From an optimization exercise on the open Yosys and OpenROAD flow, aimed at small area; shortcuts taken in it are not production practice. Function was checked by simulation only, so behaviour that the tests miss may differ from the original. The series may have gaps, and a smaller design here may also do less where the tests do not look.

### Port wiring, run 1

Scale: 1 px per um.
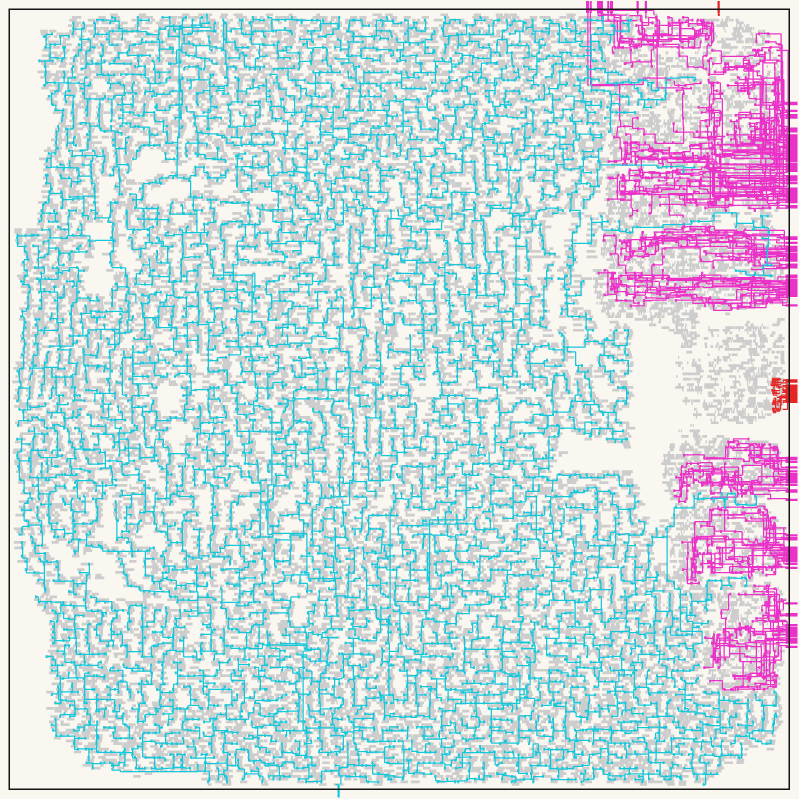
### Wiring by layer, run 1

Scale: 1 px per um.
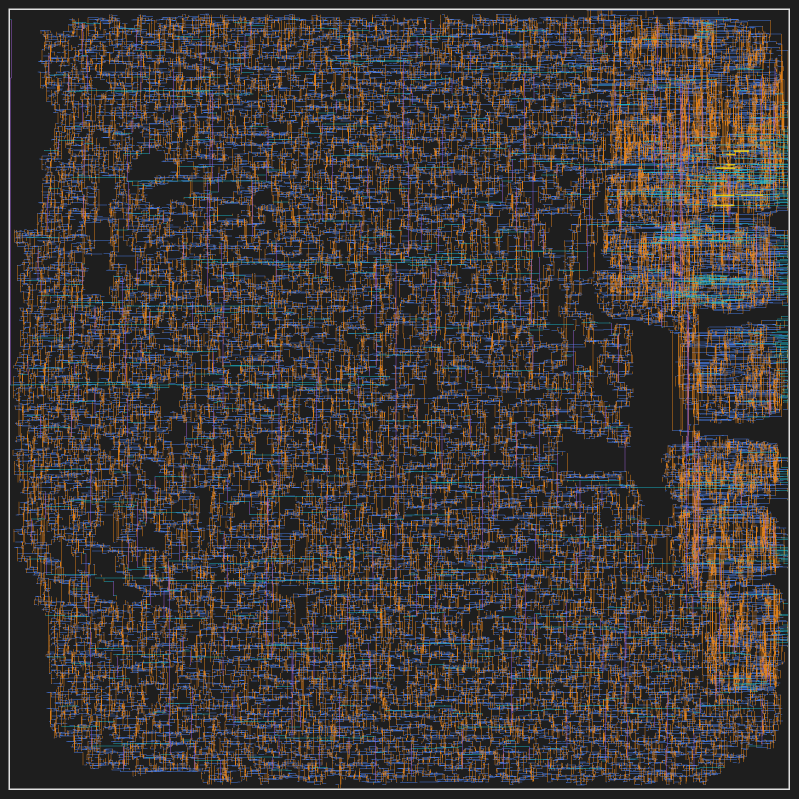
### Cell density map, run 1

Scale: 0.5 px per um. The die is cut into 39 by 39 equal tiles; dark blue is low, red is high, 0 to 100% covered.
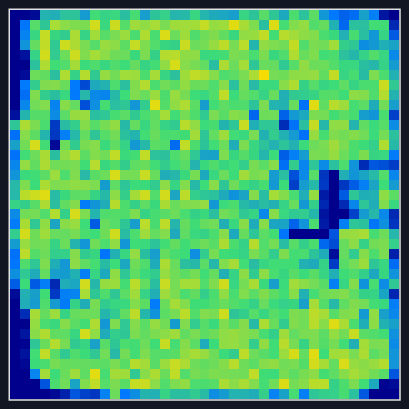
--- flow/design.v ---
module convolver #(
    parameter N = 16,   
    parameter Q = 12,   
    parameter n = 416,  
    parameter k = 3,    
    parameter s = 1,    
    parameter NUM_MAC = 8  
)(
    input wire clk,
    input wire rst,
    input wire en,
    input wire [N-1:0] activation_in,
    input wire [(k*k*N)-1:0] weight, 
    input wire [N-1:0] batch_gamma,  
    input wire [N-1:0] batch_beta,   
    output wire [N-1:0] conv_out
);
    reg [N-1:0] line_buffer [(k-1)*n-1:0];
    wire [N-1:0] window_buffer [0:k*k-1];
    integer i;
    always @(posedge clk) begin
        if (rst) begin
            for (i = 0; i < (k-1)*n; i = i + 1) begin
                line_buffer[i] <= 0;
            end
        end else if (en) begin
            for (i = (k-1)*n-1; i > 0; i = i - 1) begin
                line_buffer[i] <= line_buffer[i-1];
            end
            line_buffer[0] <= activation_in;  
        end
    end
    genvar x, y;
    generate
        for (y = 0; y < k; y = y + 1) begin : window_row
            for (x = 0; x < k; x = x + 1) begin : window_col
                if (y == k-1) begin
                    assign window_buffer[y*k + x] = line_buffer[x];  
                end else begin
                    assign window_buffer[y*k + x] = line_buffer[y*n + x];
                end
            end
        end
    endgenerate
    reg [N-1:0] conv_temp;
    always @(*) begin
        conv_temp = 0;
        for (i = 0; i < k*k; i = i + 1) begin
            conv_temp = conv_temp + (($signed(window_buffer[i]) * $signed(weight[i*N +: N])) >>> Q);
        end
    end
    wire [N-1:0] bn_out;
    assign bn_out = (conv_temp * batch_gamma) + batch_beta;
    assign conv_out = (bn_out[N-1]) ? (bn_out >>> 3) : bn_out;  
endmodule
--- flow/constraint.sdc ---
create_clock -name core_clock -period 28.0 [get_ports {clk}]
set_input_delay 5.6000 -clock core_clock [delete_from_list [all_inputs] [get_ports {clk}]]
set_output_delay 5.6000 -clock core_clock [all_outputs]
set_load 0.01 [all_outputs]
--- flow/config.mk ---
export PLATFORM = sky130hd
export DESIGN_NAME = convolver
export DESIGN_NICKNAME = convolver
export VERILOG_FILES = /design/flow/design.v
export SDC_FILE = /design/flow/constraint.sdc
export NUM_CORES = 4
export LEC_CHECK = 0
export CAP_MARGIN = 20
export CORE_MARGIN = 2
export CORE_UTILIZATION = 45
export PLACE_DENSITY = 0.6
export SLEW_MARGIN = 20
--- flow/run.sh ---
#!/bin/bash
# synth_recipe.tcl (not shown) runs the flow's synth.tcl, then flattens the netlist and writes it again
# the make line also repeats each setting of config.mk as NAME=value (left out here)
make -C /OpenROAD-flow-scripts/flow DESIGN_CONFIG=/design/flow/config.mk WORK_HOME=/design/flow/orfs CLKGATE_MAP_FILE= SYNTH_SCRIPT=/design/flow/synth_recipe.tcl finish
==> summary.txt, run 1 <==
- Initial antenna violation count: 13
- Most used DFF post-synth: dfxtp_1
- Synth area leader: dfxtp_1
- Count of non-CTS inverters in the layout: 1178
- M1 wire length: 211000 um
- Tot GR Track Use: 0.139
- CTS Root Cell: clkbuf_16
- Post-synthesis cell type count: 58
- Top cell category: flip-flops and latches
- Setup crit end: conv_out[7]
- Dpl hpwl: 255000 um
- Post-synth EDFFs: 0
- Final Hold Viols: 0
- Die area: 0.606 sq mm
- Synth Cell Area: 0.270 sq mm
- Drt drc: 0
- Ant. Diodes: 6
- Largest net degree at the start of global routing: 269
- WL met3: 17500 um
- Seq Cell Count: 6704
- # nets final: 27000
- Die Wd: 779 um
- RD Place Congestion: 0.821
- Tmin final: 25.93 ns
- Multi-input gates: 16600
- Top flop regs: line_buffer x6704
- Commonest non-fill, non-tap cell in the layout: nor2_1
- Actual slew at the worst max-slew pin: 1.12 ns
- Post-Syn Area per Cell: 10.3 sq um
- Fraction of area in multi-input gates: 0.415
- Crit path kind: input port to output port
- Topmost layer with routed signal wires: met5
- Clock buffer count from CTS: 699
- Global-route wire length before repair: 748000 um
- Placed cell count: 32900
- Final Max Tran Viols: 0
- Die Y: 779 um
- Most common cell in the netlist: nor2_1
- Syn Inst Count: 26100
- Largest register FFs: 6704
- TNS Setup: 0 ns
- Post-synthesis register bit count: 6704
- Detailed Routing Iterations Pass 1: 5
- Reg clk slew, reported paths: 0.06 ns
- R2r setup slk: 26.50 ns
- Clock buf/inv share: 0.0770
- Tcrit/Tclk final: 0.926
- DR vias/cell: 4.75
- Non-clock buffering overhead: 0.0135
- Maxcap violations: 0
- Startpoint Class: input port
- CP arrival: 20.33 ns
- Worst-Skew Late Latency: 1.07 ns
- Antenna Nets Post-Route: 0
- Delay-heaviest family, CP: adder cells
- Post-synthesis sequential area ratio: 0.497
- Non-clk bufs: 409
- Max Fanout on Critical Path: 15
- Dpl cell area: 0.278 sq mm
- Critical Path Source: weight[52]
- CP most frequent cell: fa_1
- CTS hold repair buffers: 0
- Crit path depth: 44
- Post-CTS sizing: 0
- H-Tree Depth: 6
- Most frequent cells after synthesis: nor2_1, mux2i_1, dfxtp_1
- CTS tree: built
- Worst endpoint required time: 22.40 ns
- CP Buf/Inv Count: 12
- Layout cells sized above 1: 0.0490
- CP endpoint kind: output port
- Syn. warnings: 2
- Most frequent cells in the layout: nor2_1, mux2i_1, dfxtp_1
- Clock buf count: 1066
- CP max stage delay: 0.94 ns
- Reg-to-Reg Start: line_buffer[2][2]
- Rel. slew slack: 0.251
- Fmax: 0.0386 GHz
- IO buf count: 209
- 1st-iter DRT viols: 7164
- R2R cell count: 3
- Final std cell area, no fill: 0.301 sq mm
- CP max-delay cell: fa_1
- Post-synthesis async set-or-reset flop share: 0
- Register area: 0.134 sq mm
- Synth area leaders: dfxtp_1, mux2i_1, nor2_1, fa_1, ha_1
- Hold WS: 0.445 ns
- Gr ovfl total: 0
- Clk sink count: 6704
- Top-area cell type share of the netlist area: 0.497
- Filler cell count: 54400
- Area grow syn2layout: 11.4%
- Setup-failing EPs final: 0
- Pre-CTS setup slack: 1.93 ns
- Post-route setup slack: 2.07 ns
- Status: finished clean
- RSZ-0062 raised after global routing: no
## Picture notes: 'Port wiring'
magenta -> weight  # bits 144, direction input, end cells 1206, buffers 147, wire 23.6 mm
red -> conv_out  # bits 16, direction output, end cells 16, buffers 15, wire 244 um
cyan -> rst  # bits 1, direction input, end cells 6704, buffers 61, wire 55.6 mm

## Picture notes: 'Wiring by layer'
yellow -> met5  # wire length 106 um
cyan -> met3  # wire length 17500 um
purple -> met4  # wire length 11600 um
blue -> met1  # wire length 211 mm
orange -> met2  # wire length 189 mm
routed length per placed instance: 12.6 um
Routed WL: 429000 um
Vias: 162000

## Picture notes: 'Cell density map'
nearly empty tiles = 3.1%
mean over tiles = 48%
fullest tile = 74%
Starting Density: 0.451
Core Box Area: 0.598 sq mm
Final Util: 0.503

run 1: cell families after synthesis:
kind of cell | share of synthesized area
xor gates and xnor gates | 0.0106
muxes | 0.249
DFF | 0.497
adders and majority gates | 0.0818
and+or+nand+nor | 0.118
other | 0.0000139
buffers and inverters | 0.0400
AOI/OAI and AO/OA | 0.00319
run 1: worst min-delay path by stage:
| stage | start | endpoint | slack, ns | cells past startpoint |
|---|---|---|---|---|
| floorplan | line_buffer[100][0] | line_buffer[100][0] | 0.46 | 2 |
| global placement | line_buffer[252][9] | line_buffer[253][9] | 0.47 | 2 |
| detailed placement | line_buffer[369][14] | line_buffer[370][14] | 0.48 | 2 |
| CTS | line_buffer[319][4] | line_buffer[320][4] | 0.45 | 2 |
| global route | line_buffer[319][4] | line_buffer[320][4] | 0.47 | 2 |
| finish | line_buffer[319][4] | line_buffer[320][4] | 0.44 | 2 |
run 1: metal layers:
layer,GRT usage,vias to the layer above
li1,-,83500
met1,0.184,76100
met2,0.232,1639
met3,0.0240,781
met4,0.0398,14
met5,0,-
### The metal 4 layer, run 1

Scale: 1 px per um. Supply wires on this layer in gray.
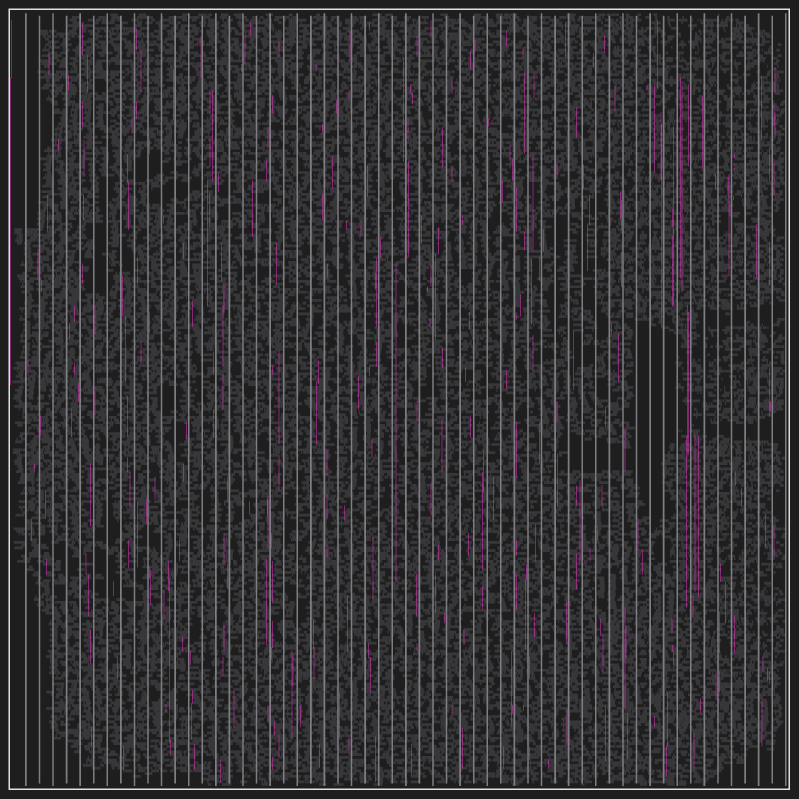

==> run 1 -> run 2 <==
==> flow/design.v (replaced) <==
module convolver #(
    parameter N = 16,   
    parameter Q = 12,   
    parameter n = 416,  
    parameter k = 3,    
    parameter s = 1,    
    parameter NUM_MAC = 8
)(
    input wire clk,
    input wire rst,
    input wire en,
    input wire [N-1:0] activation_in,
    input wire [(k*k*N)-1:0] weight,
    input wire [N-1:0] batch_gamma,
    input wire [N-1:0] batch_beta,
    output wire [N-1:0] conv_out
);
    localparam L = n + k;   
    reg [N-1:0] x [0:L-1];
    integer i;
    always @(posedge clk) begin
        if (en) begin
            x[0] <= activation_in;
            for (i = 1; i < L; i = i + 1)
                x[i] <= x[i-1];
        end
    end
    reg [8:0] cnt;
    always @(posedge clk) begin
        if (rst)
            cnt <= 9'd0;
        else if (en && cnt != L)
            cnt <= cnt + 9'd1;
    end
    wire v0   = cnt != 9'd0;
    wire v1   = cnt >= 9'd2;
    wire v2   = cnt >= 9'd3;
    wire v416 = cnt >= 9'd417;
    wire v417 = cnt >= 9'd418;
    wire v418 = cnt == L;
    function [3:0] top4;
        input [N-1:0] a;
        input [N-1:0] b;
        reg [N-1:0] p;
        begin
            p = a * b;
            top4 = p[N-1:Q];
        end
    endfunction
    wire [3:0] t0 = top4(x[0],   weight[0*N +: N]);
    wire [3:0] t1 = top4(x[1],   weight[1*N +: N]);
    wire [3:0] t2 = top4(x[2],   weight[2*N +: N]);
    wire [3:0] t3 = top4(x[n],   weight[3*N +: N]);
    wire [3:0] t4 = top4(x[n+1], weight[4*N +: N]);
    wire [3:0] t5 = top4(x[n+2], weight[5*N +: N]);
    wire [3:0] t6 = top4(x[0],   weight[6*N +: N]);
    wire [3:0] t7 = top4(x[1],   weight[7*N +: N]);
    wire [3:0] t8 = top4(x[2],   weight[8*N +: N]);
    wire [4:0] r0 = (t0 + t6) & {5{v0}};
    wire [4:0] r1 = (t1 + t7) & {5{v1}};
    wire [4:0] r2 = (t2 + t8) & {5{v2}};
    wire [3:0] r3 = t3 & {4{v416}};
    wire [3:0] r4 = t4 & {4{v417}};
    wire [3:0] r5 = t5 & {4{v418}};
    wire [7:0] c = r0 + r1 + r2 + r3 + r4 + r5;
    wire [N-1:0] bn = c * batch_gamma + batch_beta;
    assign conv_out = bn[N-1] ? (bn >> 3) : bn;
endmodule
### The metal 4 layer, run 2

Scale: 1 px per um. Supply wires on this layer in gray.
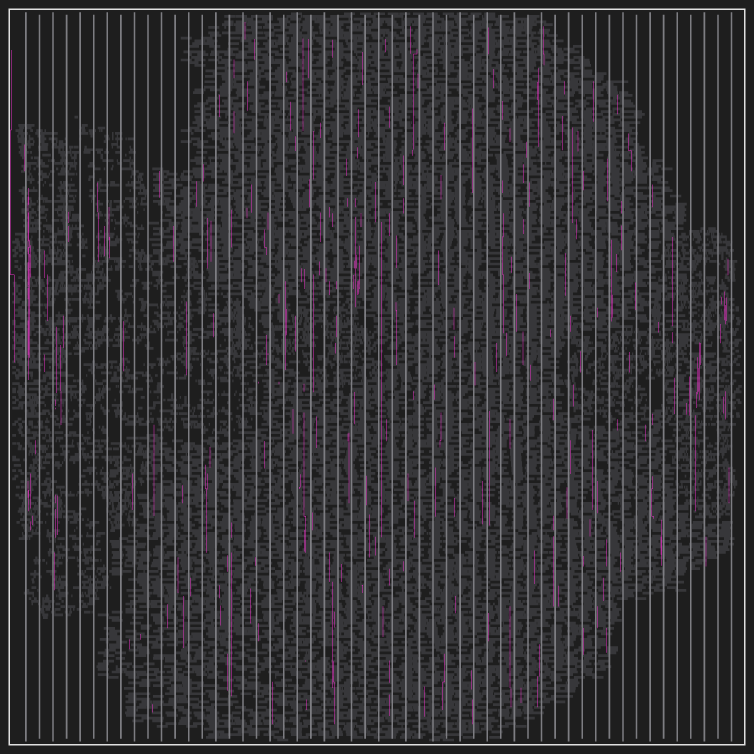
wire length on this layer = 9030 um
main direction = vertical
share of all routed wire = 2.5%

### Cell density map, run 2

Scale: 0.5 px per um. The die is cut into 37 by 37 equal tiles; dark blue is low, red is high, 0 to 100% covered.
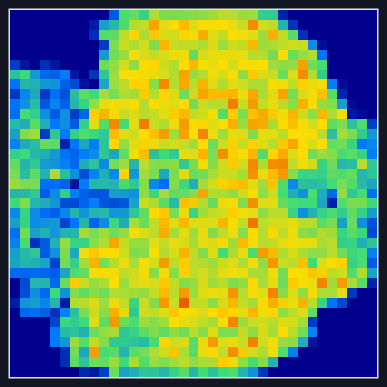
fullest tile = 89%
nearly empty tiles = 14%
emptiest ninth of the die = top left
tiles over 75% full = 11%

### Worst path highlighted, run 2

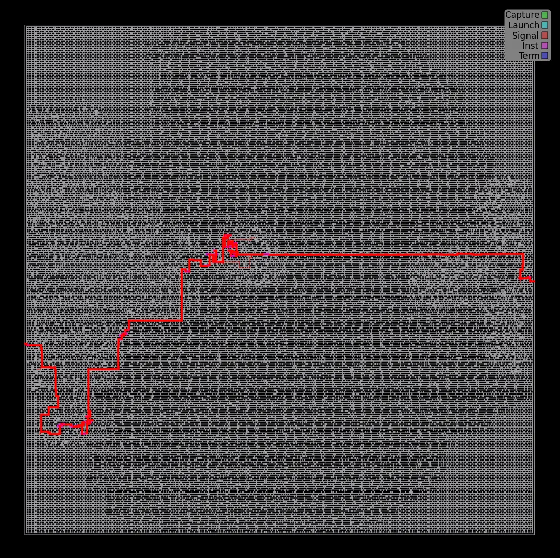
Final Util: 0.511
TNS Setup: 0 ns
number of standard cells in the final layout excluding fillers: 19700
Tmin final: 26.43 ns

### Wiring by layer, run 2

Scale: 1 px per um.
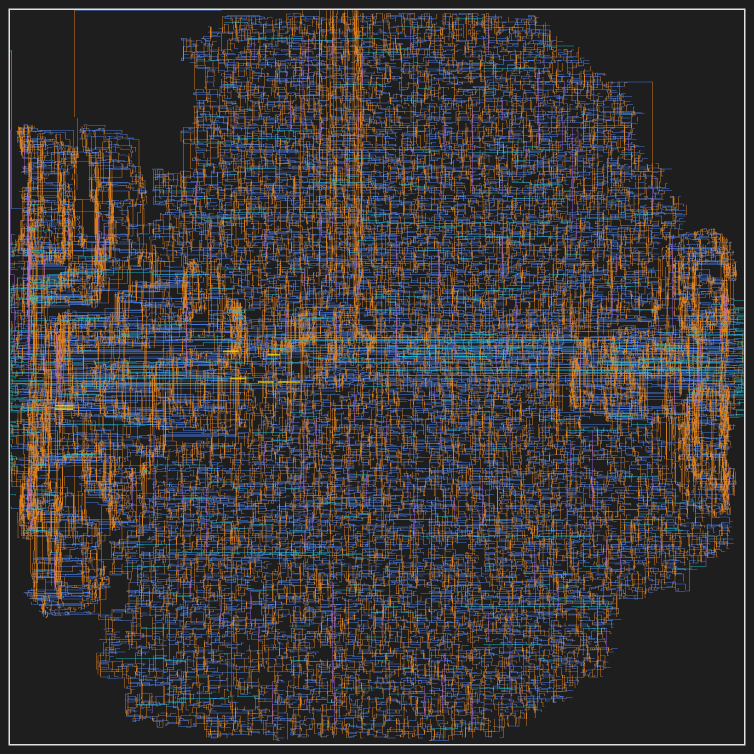
orange -> met2  # wire length 153 mm
cyan -> met3  # wire length 20.2 mm
purple -> met4  # wire length 9030 um
blue -> met1  # wire length 181 mm
yellow -> met5  # wire length 106 um

==> run 2 against run 1 <==
Still clean on timing, DRC and antenna. Clock skew down 0.0044 ns. Synthesized area shrank 11%. Critical path depth stayed put. Register-to-register slack lost 0.50 ns. Highest routed layer unchanged.
==> summary.txt, run 2 <==
- Hold WS: 0.383 ns (-0.0617 ns)
- H-Tree Depth: 6 (unchanged)
- Most common cell in the netlist: edfxtp_1
- 1st-iter DRT viols: 8083 (+13%)
- Routed length per placed instance: 18.5 um (+47%)
- Dpl cell area: 0.251 sq mm (-9.5%)
- Topmost layer with routed signal wires: met5
- CP arrival: 20.83 ns (+0.50 ns)
- Adder-cell share of the synthesized area: 0.0913 (+0.00952)
- Final std cell area, no fill: 0.272 sq mm (-9.7%)
- Largest net degree at the start of global routing: 222 (-17%)
- RD Place Congestion: 0.851 (+3.7%)
- Final Hold Viols: 0 (unchanged)
- R2r setup slk: 26.00 ns (-0.50 ns)
- CP max stage delay: 0.81 ns (-0.13 ns)
- Post-synthesis sequential area ratio: 0.840 (+0.343)
- Routed WL: 363000 um (-15%)
- Core Box Area: 0.532 sq mm (-11%)
- Register area: 0.201 sq mm (+50%)
- Syn. warnings: 2 (unchanged)
- Top flop regs: x x6704, cnt x9
- Most used DFF post-synth: edfxtp_1
- RSZ-0062 raised after global routing: no
- Tcrit/Tclk final: 0.944 (+0.0177)
- Most frequent cells after synthesis: edfxtp_1, inv_1, fa_1
- Detailed Routing Iterations Pass 1: 5 (unchanged)
- Post-Synth XOR/XNOR Area: 0.0121 (+0.00150)
- CP max-delay cell: xor2_1
- R2R cell count: 5 (+2)
- Mux cell area share after synthesis: 0.000589 (-0.248)
- Drt drc: 0 (unchanged)
- CTS Root Cell: clkbuf_16
- Starting Density: 0.451 (-0.000457)
- Commonest non-fill, non-tap cell in the layout: edfxtp_1
- Die area: 0.539 sq mm (-11%)
- Tot GR Track Use: 0.132 (-0.00692)
- Worst-Skew Late Latency: 1.05 ns (-0.02 ns)
- Clk sink count: 6713 (+0.13%)
- Syn Inst Count: 11300 (-57%)
- Placed cell count: 18500 (-44%)
- Layout cells sized above 1: 0.0790 (+0.0300)
- Crit path kind: input port to output port
- Reg clk slew, reported paths: 0.06 ns (about the same)
- Area grow syn2layout: 13.3%
- Synth Cell Area: 0.240 sq mm (-11%)
- Max Fanout on Critical Path: 15 (unchanged)
- Maxcap violations: 0 (unchanged)
- CTS tree: built
- M1 wire length: 181000 um (-14%)
- IO buf count: 209 (unchanged)
- WL met3: 20200 um (+16%)
- Synth area leader: edfxtp_1
- Setup-failing EPs final: 0 (unchanged)
- Status: finished clean
- Fmax: 0.0378 GHz (-1.9%)
- Post-synthesis cell type count: 52 (-10%)
- Initial antenna violation count: 36 (+23)
- Worst endpoint required time: 22.40 ns (about the same)
- Gr ovfl total: 0 (unchanged)
- Rel. slew slack: 0.239 (-0.0120)
run 2: worst max-delay path, delay by kind of cell:
family                     cells  cell delay [ns]
and+or+nand+nor                3             0.66
buffers and inverters          8             1.57
xor gates and xnor gates       9             3.74
AOI/OAI and AO/OA              5             0.98
muxes                          1             0.40
adders and majority gates     18             7.79
run 2: per-layer routing:
metal  track usage  vias up
li1              -    42500
met1         0.206    49000
met2         0.187     1892
met3        0.0292      676
met4        0.0368       14
met5             0        -
run 2: worst max-delay path by stage:
stage	end	slack, ns	depth (start not counted)
detailed placement	conv_out[0]	1.46	44
global route	conv_out[1]	0.78	44
floorplan	conv_out[10]	4.59	45
global placement	conv_out[0]	1.43	45
finish	conv_out[0]	1.57	44
CTS	conv_out[0]	1.45	46
run 2: cell type report:
cell class / count / area share
flip-flops and latches: 6713 / 0.742
multi-input cells: 3213 / 0.122
clock buffers: 802 / 0.0622
well taps: 7020 / 0.0323
inverters: 1211 / 0.0167
clock inverters: 356 / 0.0128
repair buffers: 333 / 0.0121
diodes: 10 / 0.0000921
### Port wiring, run 2

Scale: 1 px per um.
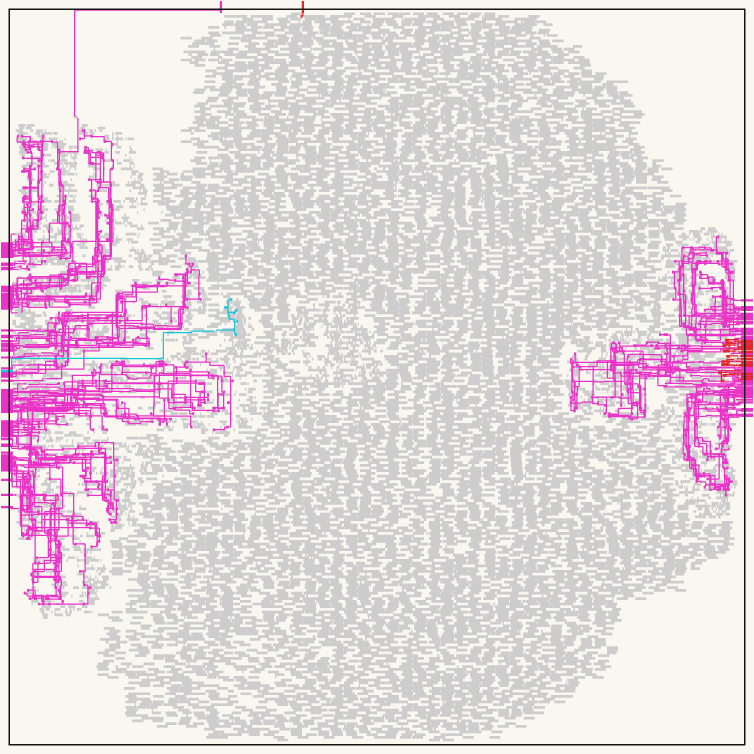

==> run 3: too many edits to list; what changed since run 2 <==
flow/design.v: 68 -> 2489 lines; modules unchanged: 0
  convolver: edited, 68 -> 2489 lines
--- a/flow/config.mk
+++ b/flow/config.mk
@@ -6,7 +6,11 @@
 export NUM_CORES = 4
 export LEC_CHECK = 0
+export ABC_AREA = 1
 export CAP_MARGIN = 20
 export CORE_MARGIN = 2
-export CORE_UTILIZATION = 45
-export PLACE_DENSITY = 0.6
+export CORE_UTILIZATION = 65
+export CTS_BUF_LIST = sky130_fd_sc_hd__clkbuf_16
+export CTS_CLUSTER_DIAMETER = 50
+export CTS_CLUSTER_SIZE = 30
+export PLACE_DENSITY = 0.75
 export SLEW_MARGIN = 20
### Port wiring, run 3

Scale: 1 px per um.
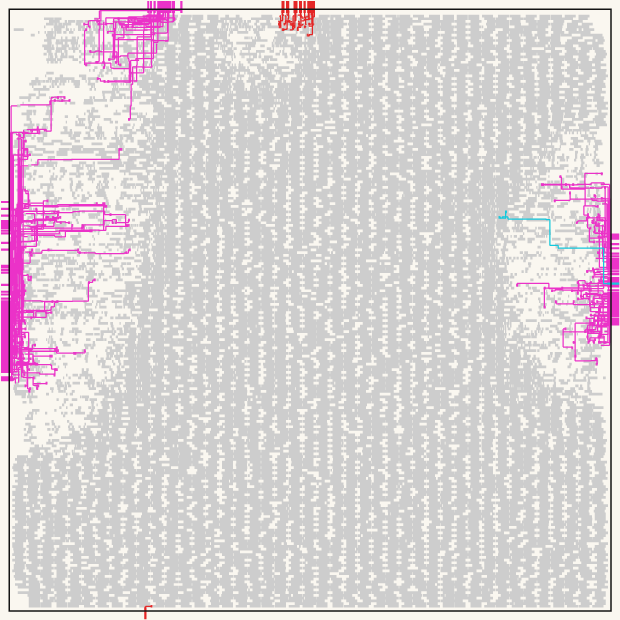
red -> conv_out  # bits 16, direction output, end cells 16, buffers 15, wire 327 um
magenta -> weight  # bits 144, direction input, end cells 261, buffers 144, wire 11500 um
cyan -> rst  # bits 1, direction input, end cells 2, buffers 1, wire 188 um
Ports: 211
IO buf count: 209

### Cell density map, run 3

Scale: 0.5 px per um. The die is cut into 30 by 30 equal tiles; dark blue is low, red is high, 0 to 100% covered.
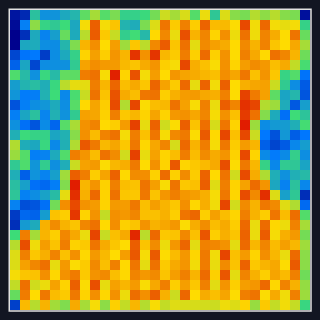
tiles over 75% full = 59%
emptiest ninth of the die = top left
nearly empty tiles = 0.20%
fullest tile = 97%

### The metal 4 layer, run 3

Scale: 1 px per um. Supply wires on this layer in gray.
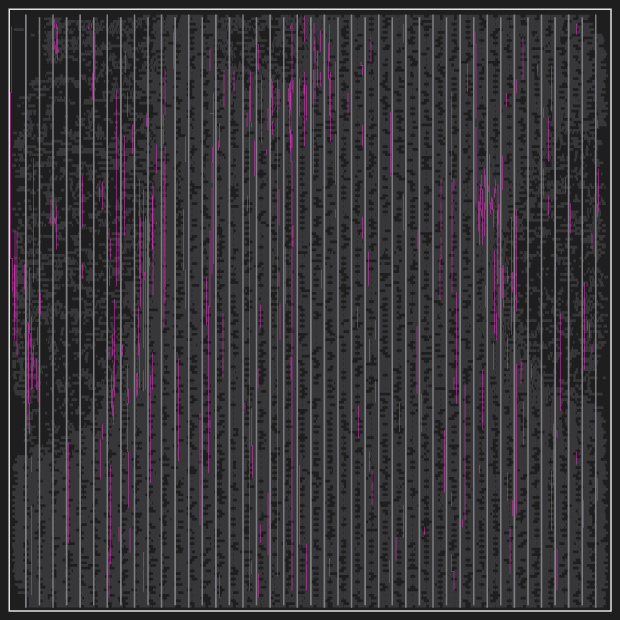
main direction = vertical
nets with wire on the layer = 153
wire length on this layer = 12900 um
Vias: 95600
Routed WL: 457000 um

### Worst path highlighted, run 3

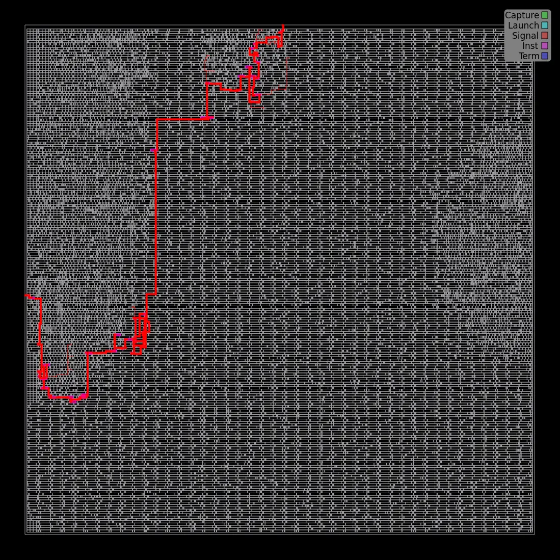
number of standard cells in the final layout excluding fillers: 16400
post-route setup slack: 1.17 ns
Tmin final: 26.83 ns
Final Util: 0.722

==> run 3 against run 2 <==
Clock skew up 0.024 ns. Via count up 1.6%. Still clean on timing, DRC and antenna. Hold slack worse by 0.010 ns. Cell count down 16%. Setup slack worse by 0.41 ns. Flip-flop and latch count unchanged. Register-to-register slack worse by 0.62 ns.
==> summary.txt, run 3 <==
- Adder-cell share of the synthesized area: 0.0490 (-0.0423)
- Worst Hold Path EP: x[44][15]
- Delay-heaviest family, CP: adder cells
- Gr ovfl total: 0 (unchanged)
- CTS Root Cell: clkbuf_16
- Clk sink count: 6713 (unchanged)
- Dpl hpwl: 215000 um
- Layout cells sized above 1: 0.0817 (+0.00277)
- RSZ-0062 raised after global routing: no
- TNS Setup: 0 ns (unchanged)
- Area grow syn2layout: 10.4%
- Post-synthesis sequential area ratio: 0.872 (+0.0316)
- Rel. slew slack: 0.211 (-0.0284)
- Filler cell count: 19400
- Simple-gate share of the synthesized area: 0.0199
- 1st-iter DRT viols: 11400 (+41%)
- Final Hold Viols: 0 (unchanged)
- Worst endpoint required time: 22.40 ns (about the same)
- Pre-CTS setup slack: 1.70 ns
- R2R Path End: cnt[8]
- CP max-delay cell: ha_1
- R2r setup slk: 25.38 ns (-0.62 ns)
- Maxcap violations: 0 (unchanged)
- Global-route wire length before repair: 664000 um
- Post-Synth XOR/XNOR Area: 0.0239 (+0.0119)
- Commonest non-fill, non-tap cell in the layout: edfxtp_1
- Tcrit/Tclk final: 0.958 (+0.0145)
- Reg clk slew, reported paths: 0.09 ns (+0.03 ns)
- Synth area leader: edfxtp_1
- Synth Cell Area: 0.231 sq mm (-3.6%)
- H-Tree Depth: 5 (-1)
- Crit path kind: input port to output port
- Largest net degree at the start of global routing: 233 (+5.0%)
- Fmax: 0.0373 GHz (-1.5%)
- CP Buf/Inv Count: 15 (+7)
- Die Wd: 600 um
- Initial antenna violation count: 13 (-64%)
- Syn. warnings: 2 (unchanged)
- Main combinational cell family by area after synthesis: adder cells
- Setup-failing EPs final: 0 (unchanged)
- Top flop regs: x x6704, cnt x9
- Max Fanout on Critical Path: 14 (-1)
- Routed length per placed instance: 27.8 um (+51%)
- Post-synthesis register bit count: 6713
- Crit path depth: 56 (+27%)
- Hold Path Depth: 0
- Die area: 0.360 sq mm (-33%)
- Post-Syn Area per Cell: 21.5 sq um
- CP arrival: 21.23 ns (+0.40 ns)
- Most common cell in the netlist: edfxtp_1
- Hold WC Path Type: flop to flop
- RD Place Congestion: 0.840 (-1.3%)
- Biggest register: x
- Setup crit end: conv_out[2]
- Mux cell area share after synthesis: 0 (-0.000589)
- Top-area cell type share of the netlist area: 0.871
- Post-synthesis cell type count: 51 (-1.9%)
- CTS tree: built
- Most frequent cells after synthesis: edfxtp_1, inv_1, nand2_1
- Most used DFF post-synth: edfxtp_1
- Core Box Area: 0.353 sq mm (-34%)
- Detailed Routing Iterations Pass 1: 8 (+3)
- Tot GR Track Use: 0.250 (+0.118)
- CTS hold repair buffers: 0
- Synth area leaders: edfxtp_1, fa_1, xor2_1, inv_1, o22ai_1
- Worst-Skew Late Latency: 1.00 ns (-0.05 ns)
- Drt drc: 0 (unchanged)
- Starting Density: 0.654 (+0.203)
- Startpoint Class: input port
- Status: finished clean
- Syn Inst Count: 10700 (-5.0%)
- CP max stage delay: 0.74 ns (-0.07 ns)
- R2R cell count: 11 (+6)
[run 3: cell count changes after synthesis, moves of 157 or more]
cell	delta
nand3_1	+157
xnor2_1	-192
o22ai_1	+500
fa_1	-267
inv_1	-364
xor2_1	+511
ha_1	-418
and2_1	-570
[run 3: final cells by class]
type,instances,area (sq um),share of cell area
multi-input combinational,2934,25400,0.0995
inverter,907,3410,0.0134
clock inverter,376,4660,0.0183
clock buffer,439,11000,0.0430
timing repair buffer,329,3300,0.0129
sequential,6713,201000,0.790
antenna,9,22.5,0.0000883
tap,4730,5920,0.0232
[run 3: layer usage]
metal | GRT usage | share of wire
met2 | 0.417 | 0.50
met5 | 0 | 0.00013
met1 | 0.358 | 0.42
met4 | 0.0706 | 0.028
met3 | 0.0279 | 0.052
[run 3: metrics by stage]
stage	cell area (sq um)	std cells	util	hold WS, ns
floorplan	231000	10700	-	0.400
global placement	239000	15600	0.678	0.400
detailed placement	239000	15600	0.678	0.405
CTS	255000	16400	0.722	0.375
global route	255000	16400	0.722	0.387
finish	255000	16400	0.722	0.373

-- port drivers added, routing unchanged --
The results above use ideal ports. As a check the final layouts listed here were re-extracted and re-timed, cells and wires unchanged. Step 1 assumes that a clkbuf_16 drives the clock port and a buf_2 every other input. Step 2, shift: input delay + t, output delay - t, t = (earliest + latest rising clock arrival at the registers) / 2. This alone moves slack from input paths to output paths. a / b / c = ideal ports / drivers / drivers and shift; a / b = the first two.
run | shift t [ns] | setup WS [ns] | hold slack, ns | clock arrival spread, ns | worst data-port slew with drivers (ns)
run 1 | 1.159 | 2.069 / 2.044 / 2.044 | 0.445 / 0.445 / 0.445 | 0.073 / 0.073 | 0.14
run 2 | 1.165 | 1.575 / 1.553 / 1.553 | 0.383 / 0.383 / 0.383 | 0.077 / 0.077 | 0.40
run 3 | 1.086 | 1.168 / 1.142 / 1.142 | 0.373 / 0.373 / 0.373 | 0.103 / 0.103 | 0.37
After both steps every run listed still meets setup and hold. For run 3, which loses most, drivers alone change the setup slack by -0.026 ns; drivers and shift together by -0.026 ns.
